Background: an optimization exercise with open tools, aiming at small area and a short achievable clock period. Do not read the settings as production practice. No functional check of the RTL was part of this run.

### Routed metal per tile

Scale: 1 px per um. 37 x 37 tiles, from dark purple (low) to yellow (high), scaled to the fullest tile. Values are wire area over tile area, all layers added.
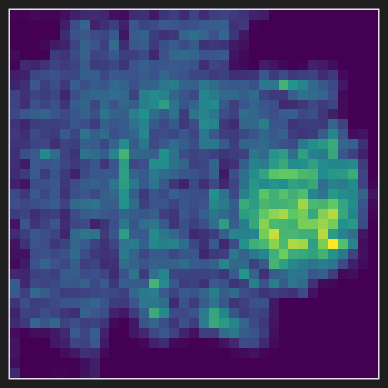
### Metal 3

Scale: 1 px per um.
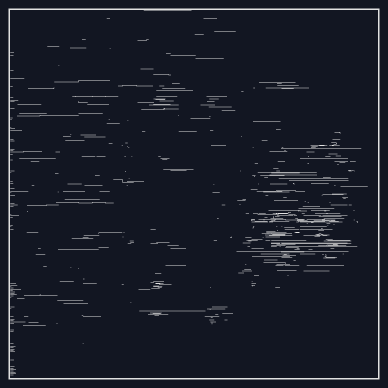
### Hierarchy map of the flops

Scale: 1 px per um. Other sequential cells in the stronger gray, the rest of the logic in the fainter gray.
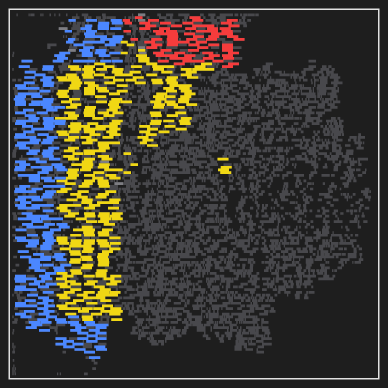
[flow/design.v]
module Fifo_0(input clk, input reset,
    input  io_enq_val,
    output io_enq_rdy,
    output io_deq_val,
    input  io_deq_rdy,
    input [63:0] io_enq_dat,
    output[63:0] io_deq_dat
);
  wire[63:0] T0;
  wire[63:0] T1;
  reg [63:0] ram [3:0];
  wire[63:0] T2;
  wire[63:0] T3;
  wire do_enq;
  wire T4;
  reg[0:0] is_full;
  wire is_full_next;
  wire T5;
  wire T6;
  wire do_deq;
  wire T7;
  wire is_empty;
  wire T8;
  reg[1:0] deq_ptr;
  wire[1:0] T9;
  wire[1:0] deq_ptr_inc;
  reg[1:0] enq_ptr;
  wire[1:0] T10;
  wire[1:0] enq_ptr_inc;
  wire T11;
  wire T12;
  wire T13;
  wire T14;
  wire T15;
  wire[1:0] T16;
  wire[1:0] T17;
  wire T18;
  wire T19;
  assign io_deq_dat = T0;
  assign T0 = do_deq ? T1 : 64'h0;
  assign T1 = ram[T17];
  assign T3 = io_enq_dat;
  assign do_enq = T4 && io_enq_val;
  assign T4 = ! is_full;
  assign is_full_next = T12 ? 1'h1 : T5;
  assign T5 = T6 ? 1'h0 : is_full;
  assign T6 = do_deq && is_full;
  assign do_deq = io_deq_rdy && T7;
  assign T7 = ! is_empty;
  assign is_empty = T11 && T8;
  assign T8 = enq_ptr == deq_ptr;
  assign T9 = do_deq ? deq_ptr_inc : deq_ptr;
  assign deq_ptr_inc = deq_ptr + 2'h1;
  assign T10 = do_enq ? enq_ptr_inc : enq_ptr;
  assign enq_ptr_inc = enq_ptr + 2'h1;
  assign T11 = ! is_full;
  assign T12 = T14 && T13;
  assign T13 = enq_ptr_inc == deq_ptr;
  assign T14 = do_enq && T15;
  assign T15 = ~ do_deq;
  assign T16 = enq_ptr[1'h1:1'h0];
  assign T17 = deq_ptr[1'h1:1'h0];
  assign io_deq_val = T18;
  assign T18 = ! is_empty;
  assign io_enq_rdy = T19;
  assign T19 = ! is_full;
  always @(posedge clk) begin
    if (do_enq)
      ram[T16] <= T3;
    is_full <= reset ? 1'h0 : is_full_next;
    deq_ptr <= reset ? 2'h0 : T9;
    enq_ptr <= reset ? 2'h0 : T10;
  end
endmodule
module encode(
    input [7:0] io_rx_dat_int,
    input [7:0] io_rx_dat_int1,
    input [7:0] io_rx_dat_cent,
    output io_rx_rdy,
    input  io_rx_val,
    output[63:0] io_tx_dat,
    output io_tx_val
);
  wire[63:0] T0;
  wire[31:0] T1;
  wire[23:0] T2;
  wire[15:0] T3;
  assign io_tx_val = io_rx_val;
  assign io_tx_dat = T0;
  assign T0 = {32'h0, T1};
  assign T1 = {T2, 8'hff};
  assign T2 = {T3, io_rx_dat_cent};
  assign T3 = {io_rx_dat_int1, io_rx_dat_int};
  assign io_rx_rdy = 1'h1;
endmodule
module decode(
    input [63:0] io_rx_dat,
    output io_rx_rdy,
    input  io_rx_val,
    output[7:0] io_tx_dat_int,
    output[7:0] io_tx_dat_int1,
    output[7:0] io_tx_dat_c11,
    output[7:0] io_tx_dat_c12,
    output[7:0] io_tx_dat_c21,
    output[7:0] io_tx_dat_c22,
    output[7:0] io_tx_dat_c31,
    output[7:0] io_tx_dat_c32,
    output io_tx_val
);
  wire[7:0] T0;
  wire[7:0] T1;
  wire[7:0] T2;
  wire[7:0] T3;
  wire[7:0] T4;
  wire[7:0] T5;
  wire[7:0] T6;
  wire[7:0] T7;
  assign io_tx_val = io_rx_val;
  assign io_tx_dat_c32 = T0;
  assign T0 = io_rx_dat[6'h2f:6'h28];
  assign io_tx_dat_c31 = T1;
  assign T1 = io_rx_dat[6'h27:6'h20];
  assign io_tx_dat_c22 = T2;
  assign T2 = io_rx_dat[5'h1f:5'h18];
  assign io_tx_dat_c21 = T3;
  assign T3 = io_rx_dat[5'h17:5'h10];
  assign io_tx_dat_c12 = T4;
  assign T4 = io_rx_dat[4'hf:4'h8];
  assign io_tx_dat_c11 = T5;
  assign T5 = io_rx_dat[3'h7:1'h0];
  assign io_tx_dat_int1 = T6;
  assign T6 = io_rx_dat[6'h3f:6'h38];
  assign io_tx_dat_int = T7;
  assign T7 = io_rx_dat[6'h37:6'h30];
  assign io_rx_rdy = 1'h1;
endmodule
module Fifo_1(input clk, input reset,
    input  io_enq_val,
    output io_enq_rdy,
    output io_deq_val,
    input  io_deq_rdy,
    input [7:0] io_enq_dat_int,
    input [7:0] io_enq_dat_int1,
    input [7:0] io_enq_dat_c11,
    input [7:0] io_enq_dat_c12,
    input [7:0] io_enq_dat_c21,
    input [7:0] io_enq_dat_c22,
    input [7:0] io_enq_dat_c31,
    input [7:0] io_enq_dat_c32,
    output[7:0] io_deq_dat_int,
    output[7:0] io_deq_dat_int1,
    output[7:0] io_deq_dat_c11,
    output[7:0] io_deq_dat_c12,
    output[7:0] io_deq_dat_c21,
    output[7:0] io_deq_dat_c22,
    output[7:0] io_deq_dat_c31,
    output[7:0] io_deq_dat_c32
);
  wire[7:0] T0;
  wire[63:0] T1;
  wire[63:0] T2;
  wire[7:0] T3;
  wire[63:0] T4;
  reg [63:0] ram [3:0];
  wire[63:0] T5;
  wire[63:0] T6;
  wire[63:0] T7;
  wire[55:0] T8;
  wire[47:0] T9;
  wire[39:0] T10;
  wire[31:0] T11;
  wire[23:0] T12;
  wire[15:0] T13;
  wire do_enq;
  wire T14;
  reg[0:0] is_full;
  wire is_full_next;
  wire T15;
  wire T16;
  wire do_deq;
  wire T17;
  wire is_empty;
  wire T18;
  reg[1:0] deq_ptr;
  wire[1:0] T19;
  wire[1:0] deq_ptr_inc;
  reg[1:0] enq_ptr;
  wire[1:0] T20;
  wire[1:0] enq_ptr_inc;
  wire T21;
  wire T22;
  wire T23;
  wire T24;
  wire T25;
  wire[1:0] T26;
  wire[1:0] T27;
  wire[55:0] T28;
  wire[7:0] T29;
  wire[47:0] T30;
  wire[7:0] T31;
  wire[39:0] T32;
  wire[7:0] T33;
  wire[31:0] T34;
  wire[7:0] T35;
  wire[23:0] T36;
  wire[7:0] T37;
  wire[15:0] T38;
  wire[7:0] T39;
  wire[7:0] T40;
  wire[7:0] T41;
  wire[7:0] T42;
  wire[7:0] T43;
  wire[7:0] T44;
  wire[7:0] T45;
  wire[7:0] T46;
  wire[7:0] T47;
  wire T48;
  wire T49;
  assign io_deq_dat_c32 = T0;
  assign T0 = T1[3'h7:1'h0];
  assign T1 = do_deq ? T2 : 64'h0;
  assign T2 = {T28, T3};
  assign T3 = T4[3'h7:1'h0];
  assign T4 = ram[T27];
  assign T6 = T7;
  assign T7 = {T8, io_enq_dat_c32};
  assign T8 = {T9, io_enq_dat_c31};
  assign T9 = {T10, io_enq_dat_c22};
  assign T10 = {T11, io_enq_dat_c21};
  assign T11 = {T12, io_enq_dat_c12};
  assign T12 = {T13, io_enq_dat_c11};
  assign T13 = {io_enq_dat_int, io_enq_dat_int1};
  assign do_enq = T14 && io_enq_val;
  assign T14 = ! is_full;
  assign is_full_next = T22 ? 1'h1 : T15;
  assign T15 = T16 ? 1'h0 : is_full;
  assign T16 = do_deq && is_full;
  assign do_deq = io_deq_rdy && T17;
  assign T17 = ! is_empty;
  assign is_empty = T21 && T18;
  assign T18 = enq_ptr == deq_ptr;
  assign T19 = do_deq ? deq_ptr_inc : deq_ptr;
  assign deq_ptr_inc = deq_ptr + 2'h1;
  assign T20 = do_enq ? enq_ptr_inc : enq_ptr;
  assign enq_ptr_inc = enq_ptr + 2'h1;
  assign T21 = ! is_full;
  assign T22 = T24 && T23;
  assign T23 = enq_ptr_inc == deq_ptr;
  assign T24 = do_enq && T25;
  assign T25 = ~ do_deq;
  assign T26 = enq_ptr[1'h1:1'h0];
  assign T27 = deq_ptr[1'h1:1'h0];
  assign T28 = {T30, T29};
  assign T29 = T4[4'hf:4'h8];
  assign T30 = {T32, T31};
  assign T31 = T4[5'h17:5'h10];
  assign T32 = {T34, T33};
  assign T33 = T4[5'h1f:5'h18];
  assign T34 = {T36, T35};
  assign T35 = T4[6'h27:6'h20];
  assign T36 = {T38, T37};
  assign T37 = T4[6'h2f:6'h28];
  assign T38 = {T40, T39};
  assign T39 = T4[6'h37:6'h30];
  assign T40 = T4[6'h3f:6'h38];
  assign io_deq_dat_c31 = T41;
  assign T41 = T1[4'hf:4'h8];
  assign io_deq_dat_c22 = T42;
  assign T42 = T1[5'h17:5'h10];
  assign io_deq_dat_c21 = T43;
  assign T43 = T1[5'h1f:5'h18];
  assign io_deq_dat_c12 = T44;
  assign T44 = T1[6'h27:6'h20];
  assign io_deq_dat_c11 = T45;
  assign T45 = T1[6'h2f:6'h28];
  assign io_deq_dat_int1 = T46;
  assign T46 = T1[6'h37:6'h30];
  assign io_deq_dat_int = T47;
  assign T47 = T1[6'h3f:6'h38];
  assign io_deq_val = T48;
  assign T48 = ! is_empty;
  assign io_enq_rdy = T49;
  assign T49 = ! is_full;
  always @(posedge clk) begin
    if (do_enq)
      ram[T26] <= T6;
    is_full <= reset ? 1'h0 : is_full_next;
    deq_ptr <= reset ? 2'h0 : T19;
    enq_ptr <= reset ? 2'h0 : T20;
  end
endmodule
module Fifo_2(input clk, input reset,
    input  io_enq_val,
    output io_enq_rdy,
    output io_deq_val,
    input  io_deq_rdy,
    input [7:0] io_enq_dat_int,
    input [7:0] io_enq_dat_int1,
    input [7:0] io_enq_dat_cent,
    output[7:0] io_deq_dat_int,
    output[7:0] io_deq_dat_int1,
    output[7:0] io_deq_dat_cent
);
  wire[7:0] T0;
  wire[23:0] T1;
  wire[23:0] T2;
  wire[7:0] T3;
  wire[23:0] T4;
  reg [23:0] ram [3:0];
  wire[23:0] T5;
  wire[23:0] T6;
  wire[23:0] T7;
  wire[15:0] T8;
  wire do_enq;
  wire T9;
  reg[0:0] is_full;
  wire is_full_next;
  wire T10;
  wire T11;
  wire do_deq;
  wire T12;
  wire is_empty;
  wire T13;
  reg[1:0] deq_ptr;
  wire[1:0] T14;
  wire[1:0] deq_ptr_inc;
  reg[1:0] enq_ptr;
  wire[1:0] T15;
  wire[1:0] enq_ptr_inc;
  wire T16;
  wire T17;
  wire T18;
  wire T19;
  wire T20;
  wire[1:0] T21;
  wire[1:0] T22;
  wire[15:0] T23;
  wire[7:0] T24;
  wire[7:0] T25;
  wire[7:0] T26;
  wire[7:0] T27;
  wire T28;
  wire T29;
  assign io_deq_dat_cent = T0;
  assign T0 = T1[3'h7:1'h0];
  assign T1 = do_deq ? T2 : 24'h0;
  assign T2 = {T23, T3};
  assign T3 = T4[3'h7:1'h0];
  assign T4 = ram[T22];
  assign T6 = T7;
  assign T7 = {T8, io_enq_dat_cent};
  assign T8 = {io_enq_dat_int, io_enq_dat_int1};
  assign do_enq = T9 && io_enq_val;
  assign T9 = ! is_full;
  assign is_full_next = T17 ? 1'h1 : T10;
  assign T10 = T11 ? 1'h0 : is_full;
  assign T11 = do_deq && is_full;
  assign do_deq = io_deq_rdy && T12;
  assign T12 = ! is_empty;
  assign is_empty = T16 && T13;
  assign T13 = enq_ptr == deq_ptr;
  assign T14 = do_deq ? deq_ptr_inc : deq_ptr;
  assign deq_ptr_inc = deq_ptr + 2'h1;
  assign T15 = do_enq ? enq_ptr_inc : enq_ptr;
  assign enq_ptr_inc = enq_ptr + 2'h1;
  assign T16 = ! is_full;
  assign T17 = T19 && T18;
  assign T18 = enq_ptr_inc == deq_ptr;
  assign T19 = do_enq && T20;
  assign T20 = ~ do_deq;
  assign T21 = enq_ptr[1'h1:1'h0];
  assign T22 = deq_ptr[1'h1:1'h0];
  assign T23 = {T25, T24};
  assign T24 = T4[4'hf:4'h8];
  assign T25 = T4[5'h17:5'h10];
  assign io_deq_dat_int1 = T26;
  assign T26 = T1[4'hf:4'h8];
  assign io_deq_dat_int = T27;
  assign T27 = T1[5'h17:5'h10];
  assign io_deq_val = T28;
  assign T28 = ! is_empty;
  assign io_enq_rdy = T29;
  assign T29 = ! is_full;
  always @(posedge clk) begin
    if (do_enq)
      ram[T21] <= T6;
    is_full <= reset ? 1'h0 : is_full_next;
    deq_ptr <= reset ? 2'h0 : T14;
    enq_ptr <= reset ? 2'h0 : T15;
  end
endmodule
module EucDistBlock(
    input [63:0] io_point_0,
    input [63:0] io_point_1_,
    input [63:0] io_centroid_0___,
    input [63:0] io_centroid_1____,
    output[63:0] io_out
);
  wire[63:0] T0;
  wire[63:0] distSum_1;
  wire[63:0] T1;
  wire[127:0] T2;
  wire[63:0] T3;
  wire[63:0] T4;
  wire[63:0] distSum_0;
  wire[63:0] T5;
  wire[127:0] T6;
  wire[63:0] T7;
  wire[63:0] T8;
  assign io_out = T0;
  assign T0 = distSum_0 + distSum_1;
  assign distSum_1 = T1;
  assign T1 = T2[6'h3f:1'h0];
  assign T2 = T4 * T3;
  assign T3 = io_centroid_1____ - io_point_1_;
  assign T4 = io_centroid_1____ - io_point_1_;
  assign distSum_0 = T5;
  assign T5 = T6[6'h3f:1'h0];
  assign T6 = T8 * T7;
  assign T7 = io_centroid_0___ - io_point_0;
  assign T8 = io_centroid_0___ - io_point_0;
endmodule
module ClosestCentreN(
    input [63:0] io_in_0_,
    input [63:0] io_in_1__,
    input [63:0] io_in_2___,
    output[63:0] io_out
);
  wire[63:0] T0;
  wire[1:0] T1;
  wire[1:0] T2;
  wire T3;
  wire[63:0] T4;
  wire[63:0] T5;
  wire T6;
  wire T7;
  wire T8;
  wire[63:0] T9;
  wire[63:0] T10;
  wire T11;
  wire T12;
  assign io_out = T0;
  assign T0 = {62'h0, T1};
  assign T1 = T8 ? 2'h2 : T2;
  assign T2 = {1'h0, T3};
  assign T3 = T4 == io_in_1__;
  assign T4 = T7 ? T5 : io_in_2___;
  assign T5 = T6 ? io_in_0_ : io_in_1__;
  assign T6 = io_in_0_ <= io_in_1__;
  assign T7 = T5 <= io_in_2___;
  assign T8 = T9 == io_in_2___;
  assign T9 = T12 ? T10 : io_in_2___;
  assign T10 = T11 ? io_in_0_ : io_in_1__;
  assign T11 = io_in_0_ <= io_in_1__;
  assign T12 = T10 <= io_in_2___;
endmodule
module Mapper(
    input [7:0] io_rx_dat_int,
    input [7:0] io_rx_dat_int1,
    input [7:0] io_rx_dat_c11,
    input [7:0] io_rx_dat_c12,
    input [7:0] io_rx_dat_c21,
    input [7:0] io_rx_dat_c22,
    input [7:0] io_rx_dat_c31,
    input [7:0] io_rx_dat_c32,
    input  io_rx_val,
    output io_rx_rdy,
    output[7:0] io_tx_dat_int,
    output[7:0] io_tx_dat_int1,
    output[7:0] io_tx_dat_cent,
    output io_tx_val
);
  wire[63:0] EucDistBlock_2_io_out;
  wire[63:0] EucDistBlock_1_io_out;
  wire[63:0] EucDistBlock_0_io_out;
  wire[63:0] T0;
  wire[63:0] T1;
  wire[63:0] T2;
  wire[63:0] T3;
  wire[63:0] T4;
  wire[63:0] T5;
  wire[63:0] T6;
  wire[63:0] T7;
  wire[63:0] T8;
  wire[63:0] T9;
  wire[63:0] T10;
  wire[63:0] T11;
  wire T12;
  wire T13;
  wire[7:0] T14;
  wire[63:0] ClosestCentreN_io_out;
  assign T0 = {56'h0, io_rx_dat_c32};
  assign T1 = {56'h0, io_rx_dat_c31};
  assign T2 = {56'h0, io_rx_dat_int1};
  assign T3 = {56'h0, io_rx_dat_int};
  assign T4 = {56'h0, io_rx_dat_c22};
  assign T5 = {56'h0, io_rx_dat_c21};
  assign T6 = {56'h0, io_rx_dat_int1};
  assign T7 = {56'h0, io_rx_dat_int};
  assign T8 = {56'h0, io_rx_dat_c12};
  assign T9 = {56'h0, io_rx_dat_c11};
  assign T10 = {56'h0, io_rx_dat_int1};
  assign T11 = {56'h0, io_rx_dat_int};
  assign io_tx_val = T12;
  assign T12 = T13 ? 1'h0 : io_rx_val;
  assign T13 = ! io_rx_val;
  assign io_tx_dat_cent = T14;
  assign T14 = ClosestCentreN_io_out[3'h7:1'h0];
  assign io_tx_dat_int1 = io_rx_dat_int1;
  assign io_tx_dat_int = io_rx_dat_int;
  assign io_rx_rdy = 1'h1;
  EucDistBlock EucDistBlock_0(
       .io_point_0( T11 ),
       .io_point_1_( T10 ),
       .io_centroid_0___( T9 ),
       .io_centroid_1____( T8 ),
       .io_out( EucDistBlock_0_io_out )
  );
  EucDistBlock EucDistBlock_1(
       .io_point_0( T7 ),
       .io_point_1_( T6 ),
       .io_centroid_0___( T5 ),
       .io_centroid_1____( T4 ),
       .io_out( EucDistBlock_1_io_out )
  );
  EucDistBlock EucDistBlock_2(
       .io_point_0( T3 ),
       .io_point_1_( T2 ),
       .io_centroid_0___( T1 ),
       .io_centroid_1____( T0 ),
       .io_out( EucDistBlock_2_io_out )
  );
  ClosestCentreN ClosestCentreN(
       .io_in_0_( EucDistBlock_0_io_out ),
       .io_in_1__( EucDistBlock_1_io_out ),
       .io_in_2___( EucDistBlock_2_io_out ),
       .io_out( ClosestCentreN_io_out )
  );
endmodule
module Controller(input clk, input reset,
    input [7:0] io_rx_dat_int,
    input [7:0] io_rx_dat_int1,
    input [7:0] io_rx_dat_c11,
    input [7:0] io_rx_dat_c12,
    input [7:0] io_rx_dat_c21,
    input [7:0] io_rx_dat_c22,
    input [7:0] io_rx_dat_c31,
    input [7:0] io_rx_dat_c32,
    input  io_rx_val,
    output[7:0] io_tx_dat_int,
    output[7:0] io_tx_dat_int1,
    output[7:0] io_tx_dat_cent,
    output io_tx_val
);
  wire T0;
  wire T1;
  wire Fifo_0_io_deq_val;
  wire Mapper_io_rx_rdy;
  wire T2;
  wire[7:0] Fifo_0_io_deq_dat_c32;
  wire[7:0] Fifo_0_io_deq_dat_c31;
  wire[7:0] Fifo_0_io_deq_dat_c22;
  wire[7:0] Fifo_0_io_deq_dat_c21;
  wire[7:0] Fifo_0_io_deq_dat_c12;
  wire[7:0] Fifo_0_io_deq_dat_c11;
  wire[7:0] Fifo_0_io_deq_dat_int1;
  wire[7:0] Fifo_0_io_deq_dat_int;
  wire[7:0] Mapper_io_tx_dat_cent;
  wire[7:0] Mapper_io_tx_dat_int1;
  wire[7:0] Mapper_io_tx_dat_int;
  wire T3;
  wire Fifo_1_io_deq_val;
  wire T4;
  wire T5;
  wire T6;
  wire Fifo_1_io_enq_rdy;
  wire Mapper_io_tx_val;
  wire T7;
  wire T8;
  wire T9;
  wire T10;
  wire Fifo_0_io_enq_rdy;
  wire T11;
  wire T12;
  reg[0:0] inCounter;
  wire T13;
  wire T14;
  wire T15;
  wire T16;
  wire[7:0] T17;
  wire[7:0] Fifo_1_io_deq_dat_cent;
  wire[7:0] T18;
  wire[7:0] Fifo_1_io_deq_dat_int1;
  wire[7:0] T19;
  wire[7:0] Fifo_1_io_deq_dat_int;
  assign T0 = T2 ? 1'h0 : T1;
  assign T1 = Mapper_io_rx_rdy && Fifo_0_io_deq_val;
  assign T2 = ! T1;
  assign T3 = T4 ? 1'h0 : Fifo_1_io_deq_val;
  assign T4 = ! Fifo_1_io_deq_val;
  assign T5 = T7 ? 1'h0 : T6;
  assign T6 = Mapper_io_tx_val && Fifo_1_io_enq_rdy;
  assign T7 = ! T6;
  assign T8 = T2 ? 1'h0 : T1;
  assign T9 = T16 ? 1'h0 : T10;
  assign T10 = T11 && Fifo_0_io_enq_rdy;
  assign T11 = T12 && io_rx_val;
  assign T12 = 1'h0 == inCounter;
  assign T13 = T15 ? 1'h0 : T14;
  assign T14 = inCounter + 1'h1;
  assign T15 = inCounter == 1'h0;
  assign T16 = ! T10;
  assign io_tx_val = Fifo_1_io_deq_val;
  assign io_tx_dat_cent = T17;
  assign T17 = Fifo_1_io_deq_val ? Fifo_1_io_deq_dat_cent : 8'h0;
  assign io_tx_dat_int1 = T18;
  assign T18 = Fifo_1_io_deq_val ? Fifo_1_io_deq_dat_int1 : 8'h0;
  assign io_tx_dat_int = T19;
  assign T19 = Fifo_1_io_deq_val ? Fifo_1_io_deq_dat_int : 8'h0;
  Fifo_1 Fifo_0(.clk(clk), .reset(reset),
       .io_enq_val( T9 ),
       .io_enq_rdy( Fifo_0_io_enq_rdy ),
       .io_deq_val( Fifo_0_io_deq_val ),
       .io_deq_rdy( T8 ),
       .io_enq_dat_int( io_rx_dat_int ),
       .io_enq_dat_int1( io_rx_dat_int1 ),
       .io_enq_dat_c11( io_rx_dat_c11 ),
       .io_enq_dat_c12( io_rx_dat_c12 ),
       .io_enq_dat_c21( io_rx_dat_c21 ),
       .io_enq_dat_c22( io_rx_dat_c22 ),
       .io_enq_dat_c31( io_rx_dat_c31 ),
       .io_enq_dat_c32( io_rx_dat_c32 ),
       .io_deq_dat_int( Fifo_0_io_deq_dat_int ),
       .io_deq_dat_int1( Fifo_0_io_deq_dat_int1 ),
       .io_deq_dat_c11( Fifo_0_io_deq_dat_c11 ),
       .io_deq_dat_c12( Fifo_0_io_deq_dat_c12 ),
       .io_deq_dat_c21( Fifo_0_io_deq_dat_c21 ),
       .io_deq_dat_c22( Fifo_0_io_deq_dat_c22 ),
       .io_deq_dat_c31( Fifo_0_io_deq_dat_c31 ),
       .io_deq_dat_c32( Fifo_0_io_deq_dat_c32 )
  );
  Fifo_2 Fifo_1(.clk(clk), .reset(reset),
       .io_enq_val( T5 ),
       .io_enq_rdy( Fifo_1_io_enq_rdy ),
       .io_deq_val( Fifo_1_io_deq_val ),
       .io_deq_rdy( T3 ),
       .io_enq_dat_int( Mapper_io_tx_dat_int ),
       .io_enq_dat_int1( Mapper_io_tx_dat_int1 ),
       .io_enq_dat_cent( Mapper_io_tx_dat_cent ),
       .io_deq_dat_int( Fifo_1_io_deq_dat_int ),
       .io_deq_dat_int1( Fifo_1_io_deq_dat_int1 ),
       .io_deq_dat_cent( Fifo_1_io_deq_dat_cent )
  );
  Mapper Mapper(
       .io_rx_dat_int( Fifo_0_io_deq_dat_int ),
       .io_rx_dat_int1( Fifo_0_io_deq_dat_int1 ),
       .io_rx_dat_c11( Fifo_0_io_deq_dat_c11 ),
       .io_rx_dat_c12( Fifo_0_io_deq_dat_c12 ),
       .io_rx_dat_c21( Fifo_0_io_deq_dat_c21 ),
       .io_rx_dat_c22( Fifo_0_io_deq_dat_c22 ),
       .io_rx_dat_c31( Fifo_0_io_deq_dat_c31 ),
       .io_rx_dat_c32( Fifo_0_io_deq_dat_c32 ),
       .io_rx_val( T0 ),
       .io_rx_rdy( Mapper_io_rx_rdy ),
       .io_tx_dat_int( Mapper_io_tx_dat_int ),
       .io_tx_dat_int1( Mapper_io_tx_dat_int1 ),
       .io_tx_dat_cent( Mapper_io_tx_dat_cent ),
       .io_tx_val( Mapper_io_tx_val )
  );
  always @(posedge clk) begin
    if(reset) begin
      inCounter <= 1'h0;
    end else if(T10) begin
      inCounter <= T13;
    end
  end
endmodule
module MrSimSimulation(input clk, input reset,
    input [63:0] io_enq_dat,
    input  io_enq_val,
    output io_enq_rdy,
    output[63:0] io_deq_dat,
    output io_deq_val,
    input  io_deq_rdy
);
  wire decode_io_tx_val;
  wire[7:0] decode_io_tx_dat_c32;
  wire[7:0] decode_io_tx_dat_c31;
  wire[7:0] decode_io_tx_dat_c22;
  wire[7:0] decode_io_tx_dat_c21;
  wire[7:0] decode_io_tx_dat_c12;
  wire[7:0] decode_io_tx_dat_c11;
  wire[7:0] decode_io_tx_dat_int1;
  wire[7:0] decode_io_tx_dat_int;
  wire T0;
  wire decode_io_rx_rdy;
  wire Fifo_0_io_deq_val;
  wire[63:0] Fifo_0_io_deq_dat;
  wire Controller_io_tx_val;
  wire[7:0] Controller_io_tx_dat_cent;
  wire[7:0] Controller_io_tx_dat_int1;
  wire[7:0] Controller_io_tx_dat_int;
  wire[63:0] encode_io_tx_dat;
  wire encode_io_tx_val;
  wire T1;
  wire Fifo_1_io_deq_val;
  wire[63:0] Fifo_1_io_deq_dat;
  wire Fifo_0_io_enq_rdy;
  assign T0 = Fifo_0_io_deq_val && decode_io_rx_rdy;
  assign T1 = decode_io_rx_rdy && Fifo_0_io_deq_val;
  assign io_deq_val = Fifo_1_io_deq_val;
  assign io_deq_dat = Fifo_1_io_deq_dat;
  assign io_enq_rdy = Fifo_0_io_enq_rdy;
  Fifo_0 Fifo_0(.clk(clk), .reset(reset),
       .io_enq_val( io_enq_val ),
       .io_enq_rdy( Fifo_0_io_enq_rdy ),
       .io_deq_val( Fifo_0_io_deq_val ),
       .io_deq_rdy( T1 ),
       .io_enq_dat( io_enq_dat ),
       .io_deq_dat( Fifo_0_io_deq_dat )
  );
  Fifo_0 Fifo_1(.clk(clk), .reset(reset),
       .io_enq_val( encode_io_tx_val ),
       .io_deq_val( Fifo_1_io_deq_val ),
       .io_deq_rdy( io_deq_rdy ),
       .io_enq_dat( encode_io_tx_dat ),
       .io_deq_dat( Fifo_1_io_deq_dat )
  );
  encode encode(
       .io_rx_dat_int( Controller_io_tx_dat_int ),
       .io_rx_dat_int1( Controller_io_tx_dat_int1 ),
       .io_rx_dat_cent( Controller_io_tx_dat_cent ),
       .io_rx_val( Controller_io_tx_val ),
       .io_tx_dat( encode_io_tx_dat ),
       .io_tx_val( encode_io_tx_val )
  );
  decode decode(
       .io_rx_dat( Fifo_0_io_deq_dat ),
       .io_rx_rdy( decode_io_rx_rdy ),
       .io_rx_val( T0 ),
       .io_tx_dat_int( decode_io_tx_dat_int ),
       .io_tx_dat_int1( decode_io_tx_dat_int1 ),
       .io_tx_dat_c11( decode_io_tx_dat_c11 ),
       .io_tx_dat_c12( decode_io_tx_dat_c12 ),
       .io_tx_dat_c21( decode_io_tx_dat_c21 ),
       .io_tx_dat_c22( decode_io_tx_dat_c22 ),
       .io_tx_dat_c31( decode_io_tx_dat_c31 ),
       .io_tx_dat_c32( decode_io_tx_dat_c32 ),
       .io_tx_val( decode_io_tx_val )
  );
  Controller Controller(.clk(clk), .reset(reset),
       .io_rx_dat_int( decode_io_tx_dat_int ),
       .io_rx_dat_int1( decode_io_tx_dat_int1 ),
       .io_rx_dat_c11( decode_io_tx_dat_c11 ),
       .io_rx_dat_c12( decode_io_tx_dat_c12 ),
       .io_rx_dat_c21( decode_io_tx_dat_c21 ),
       .io_rx_dat_c22( decode_io_tx_dat_c22 ),
       .io_rx_dat_c31( decode_io_tx_dat_c31 ),
       .io_rx_dat_c32( decode_io_tx_dat_c32 ),
       .io_rx_val( decode_io_tx_val ),
       .io_tx_dat_int( Controller_io_tx_dat_int ),
       .io_tx_dat_int1( Controller_io_tx_dat_int1 ),
       .io_tx_dat_cent( Controller_io_tx_dat_cent ),
       .io_tx_val( Controller_io_tx_val )
  );
endmodule
[flow/run.sh]
#!/bin/bash
# synth_recipe.tcl (not shown) runs the flow's synth.tcl, then flattens the netlist and writes it again
# the make line also repeats each setting of config.mk as NAME=value (left out here)
make -C /OpenROAD-flow-scripts/flow DESIGN_CONFIG=/design/flow/config.mk WORK_HOME=/design/flow/orfs CLKGATE_MAP_FILE= SYNTH_SCRIPT=/design/flow/synth_recipe.tcl finish
[flow/config.mk]
export PLATFORM = sky130hd
export DESIGN_NAME = MrSimSimulation
export DESIGN_NICKNAME = MrSimSimulation
export VERILOG_FILES = /design/flow/design.v
export SDC_FILE = /design/flow/constraint.sdc
export NUM_CORES = 4
export LEC_CHECK = 0
export CAP_MARGIN = 20
export CORE_MARGIN = 2
export CORE_UTILIZATION = 40
export PLACE_DENSITY = 0.6
export SLEW_MARGIN = 20
[flow/constraint.sdc]
create_clock -name core_clock -period 17.0 [get_ports {clk}]
set_input_delay 3.4000 -clock core_clock [delete_from_list [all_inputs] [get_ports {clk}]]
set_output_delay 3.4000 -clock core_clock [all_outputs]
set_load 0.01 [all_outputs]
==> metrics.csv <==
stage,metric,value,unit
run_status,outcome,timing/DRC/antenna clean,
global_route,grt_pass1_vias,34000,
synth,syn_inst,4467,
route,wl_per_cell,19.7,um
worst_setup_path,startpoint,Controller.Fifo_0.enq_ptr[0],
cells_and_area,final_cell_mix,"689 x inv_1, 656 x edfxtp_1, 483 x ha_1",
worst_setup_path,critPathTopFamily,compound AO/OA/AOI/OAI gates,
route,top_layer_used,met5,
timing,final-hold-violation-count,0,
cells_and_area,buffers,234,
clocking,cts.sinks,684,
worst_setup_path,critPathCapture,Controller.Fifo_1.ram[3][0],
synth,synthSimpleGateAreaFrac,8.58,%
clocking,htree_num_levels,2,
worst_setup_path,worstPathMaxFanout,33,
synth,ys_top_cells_by_area,"edfxtp_1 37%, fa_1 15%, ha_1 11%",
timing,holdWs,0.555,ns
worst_setup_path,cp.required,17.45,ns
cells_and_area,area_delta_synth_final,11.0,%
cells_and_area,largest_class,multi-input gates,
clocking,cts-root-buf,clkbuf_16,
synth,ys_seq_area_share,38.2,%
route,wl_met2,59400,um
synth,synthTopCellsByCount,"689 x inv_1, 656 x edfxtp_1, 483 x ha_1, 406 x fa_1, 254 x nand2_1",
synth,synth_xor_xnor_area_share,4.89,%
worst_setup_path,slowest_delay,0.66,ns
synth,synth_top_area_cell,edfxtp_1,
global_route,antenna_found_initial,1,
timing,worst_slack,0.722,ns
global_route,gr-usage-met1,26.8,%
synth,synthMuxAreaShare,7.84,%
synth,synth_top_family_by_area,adder cells,
placed_design,placed_cell_area,56600,um2
run,drv_cap,0,
cells_and_area,final_area,58800,um2
timing,finalWorstPathRequiredPeriod,16.28,ns
synth,synthMostInstantiatedCell,inv_1,
global_route,busiest_layer,met2,
cells_and_area,fillers,12100,
timing,tns,0,ns
timing,setup_viol,0,
cells_and_area,nClkBuffers,68,
timing,drv_slew,0,
synth,synth_top_area_share,37.2,%
route,viasPerCell,5.13,
timing,min_period_over_period,95.8,%
synth,synth_cell_types,88,
route,m1WireLength,59100,um
route,met3WireLength,5240,um
worst_setup_path,r2r_start,Controller.Fifo_0.enq_ptr[0],
route,firstDrtPassIters,8,
clocking,clk_latency,0.64,ns
cells_and_area,final-clk-cell-share,3.32,%
clocking,clock_path_buffers,3,
synth,yosysWarnings,4,
synth,synth-main-ff-cell,edfxtp_1,
cells_and_area,seq_share,34.5,%
placed_design,gp_congestion,0.981,
clocking,cts_tree,done,
timing,fin_skew,0.0371,ns
cells_and_area,nets,5611,
synth,ys_async_sr_fraction,0,%
global_route,grt_usage,18.8,%
worst_setup_path,cp-end-kind,register,
route,drt-initial-drc-count,2256,
cells_and_area,seq_cells,684,
min_path,min_path_type,reg -> reg,
worst_setup_path,path_depth,61,
worst_setup_path,critical_path_buf_inv_count,7,
global_route,grt_max_degree,65,
floorplan,nWellTaps,1755,
timing,max_freq,0.0614,GHz
global_route,overflow,0,
floorplan,start_util,40.3,%
min_path,hold_start,Fifo_1.enq_ptr[1],
floorplan,rows,133,
placed_design,port-buffer-count,95,
timing,slew_headroom,26.7,%
worst_setup_path,rrSetupSlack,0.72,ns
worst_setup_path,rr_worst_depth,61,
synth,synth_compound_area_share,7.37,%
cells_and_area,multi_input_area_share,50.6,%
clocking,hold_buffers,0,
worst_setup_path,cpMostUsedCell,a21oi_1,
clocking,path_clk_slew,0.07,ns
About 'Routed metal per tile':
The fullest tile reaches 0.66. 7.9% of the tiles are over half the peak. The densest ninth of the die: right middle.

About 'Metal 3':
The layer holds 4.1% of the routed length. The wires run mostly horizontal.
met3 global-route usage: 1.80%
via count: 33,100
final WL: 127,000 um

About 'Hierarchy map of the flops':
Blue stands for `Fifo_0`, flops 261, where a vertical strip on the left. Red stands for `Fifo_1`, flops 77, where top middle. Yellow stands for `Controller`, flops 338.
fin cells: 6,458
die area: 135,000 um2
Final Util: 44.8%

what the ideal ports hide:
The results above use ideal ports. As a check the final layout listed here was re-extracted and re-timed, cells and wires unchanged. Step 1, drivers: a clkbuf_16 drives clk and a buf_2 each remaining input, both assumed. Step 2 adds t to the input delays and takes it off the output delays; t is the mean of the earliest and latest rising clock arrival at the registers after step 1. Input paths then give back, and output paths get back, about the clock's delay inside the block. a / b / c = ideal ports / drivers / drivers and shift; a / b = the first two.
t (ns): 0.688
slack for setup (ns): 0.722 / 0.722 / 0.722
worst hold slack (ns): 0.555 / 0.555 / 0.555
clock arrival spread, ns: 0.037 / 0.037
worst slew at a driven data input, ns: 0.06
After both steps setup and hold are still met in this run. The setup slack of this run moves by 0.000 ns with the drivers and by 0.000 ns with both steps.
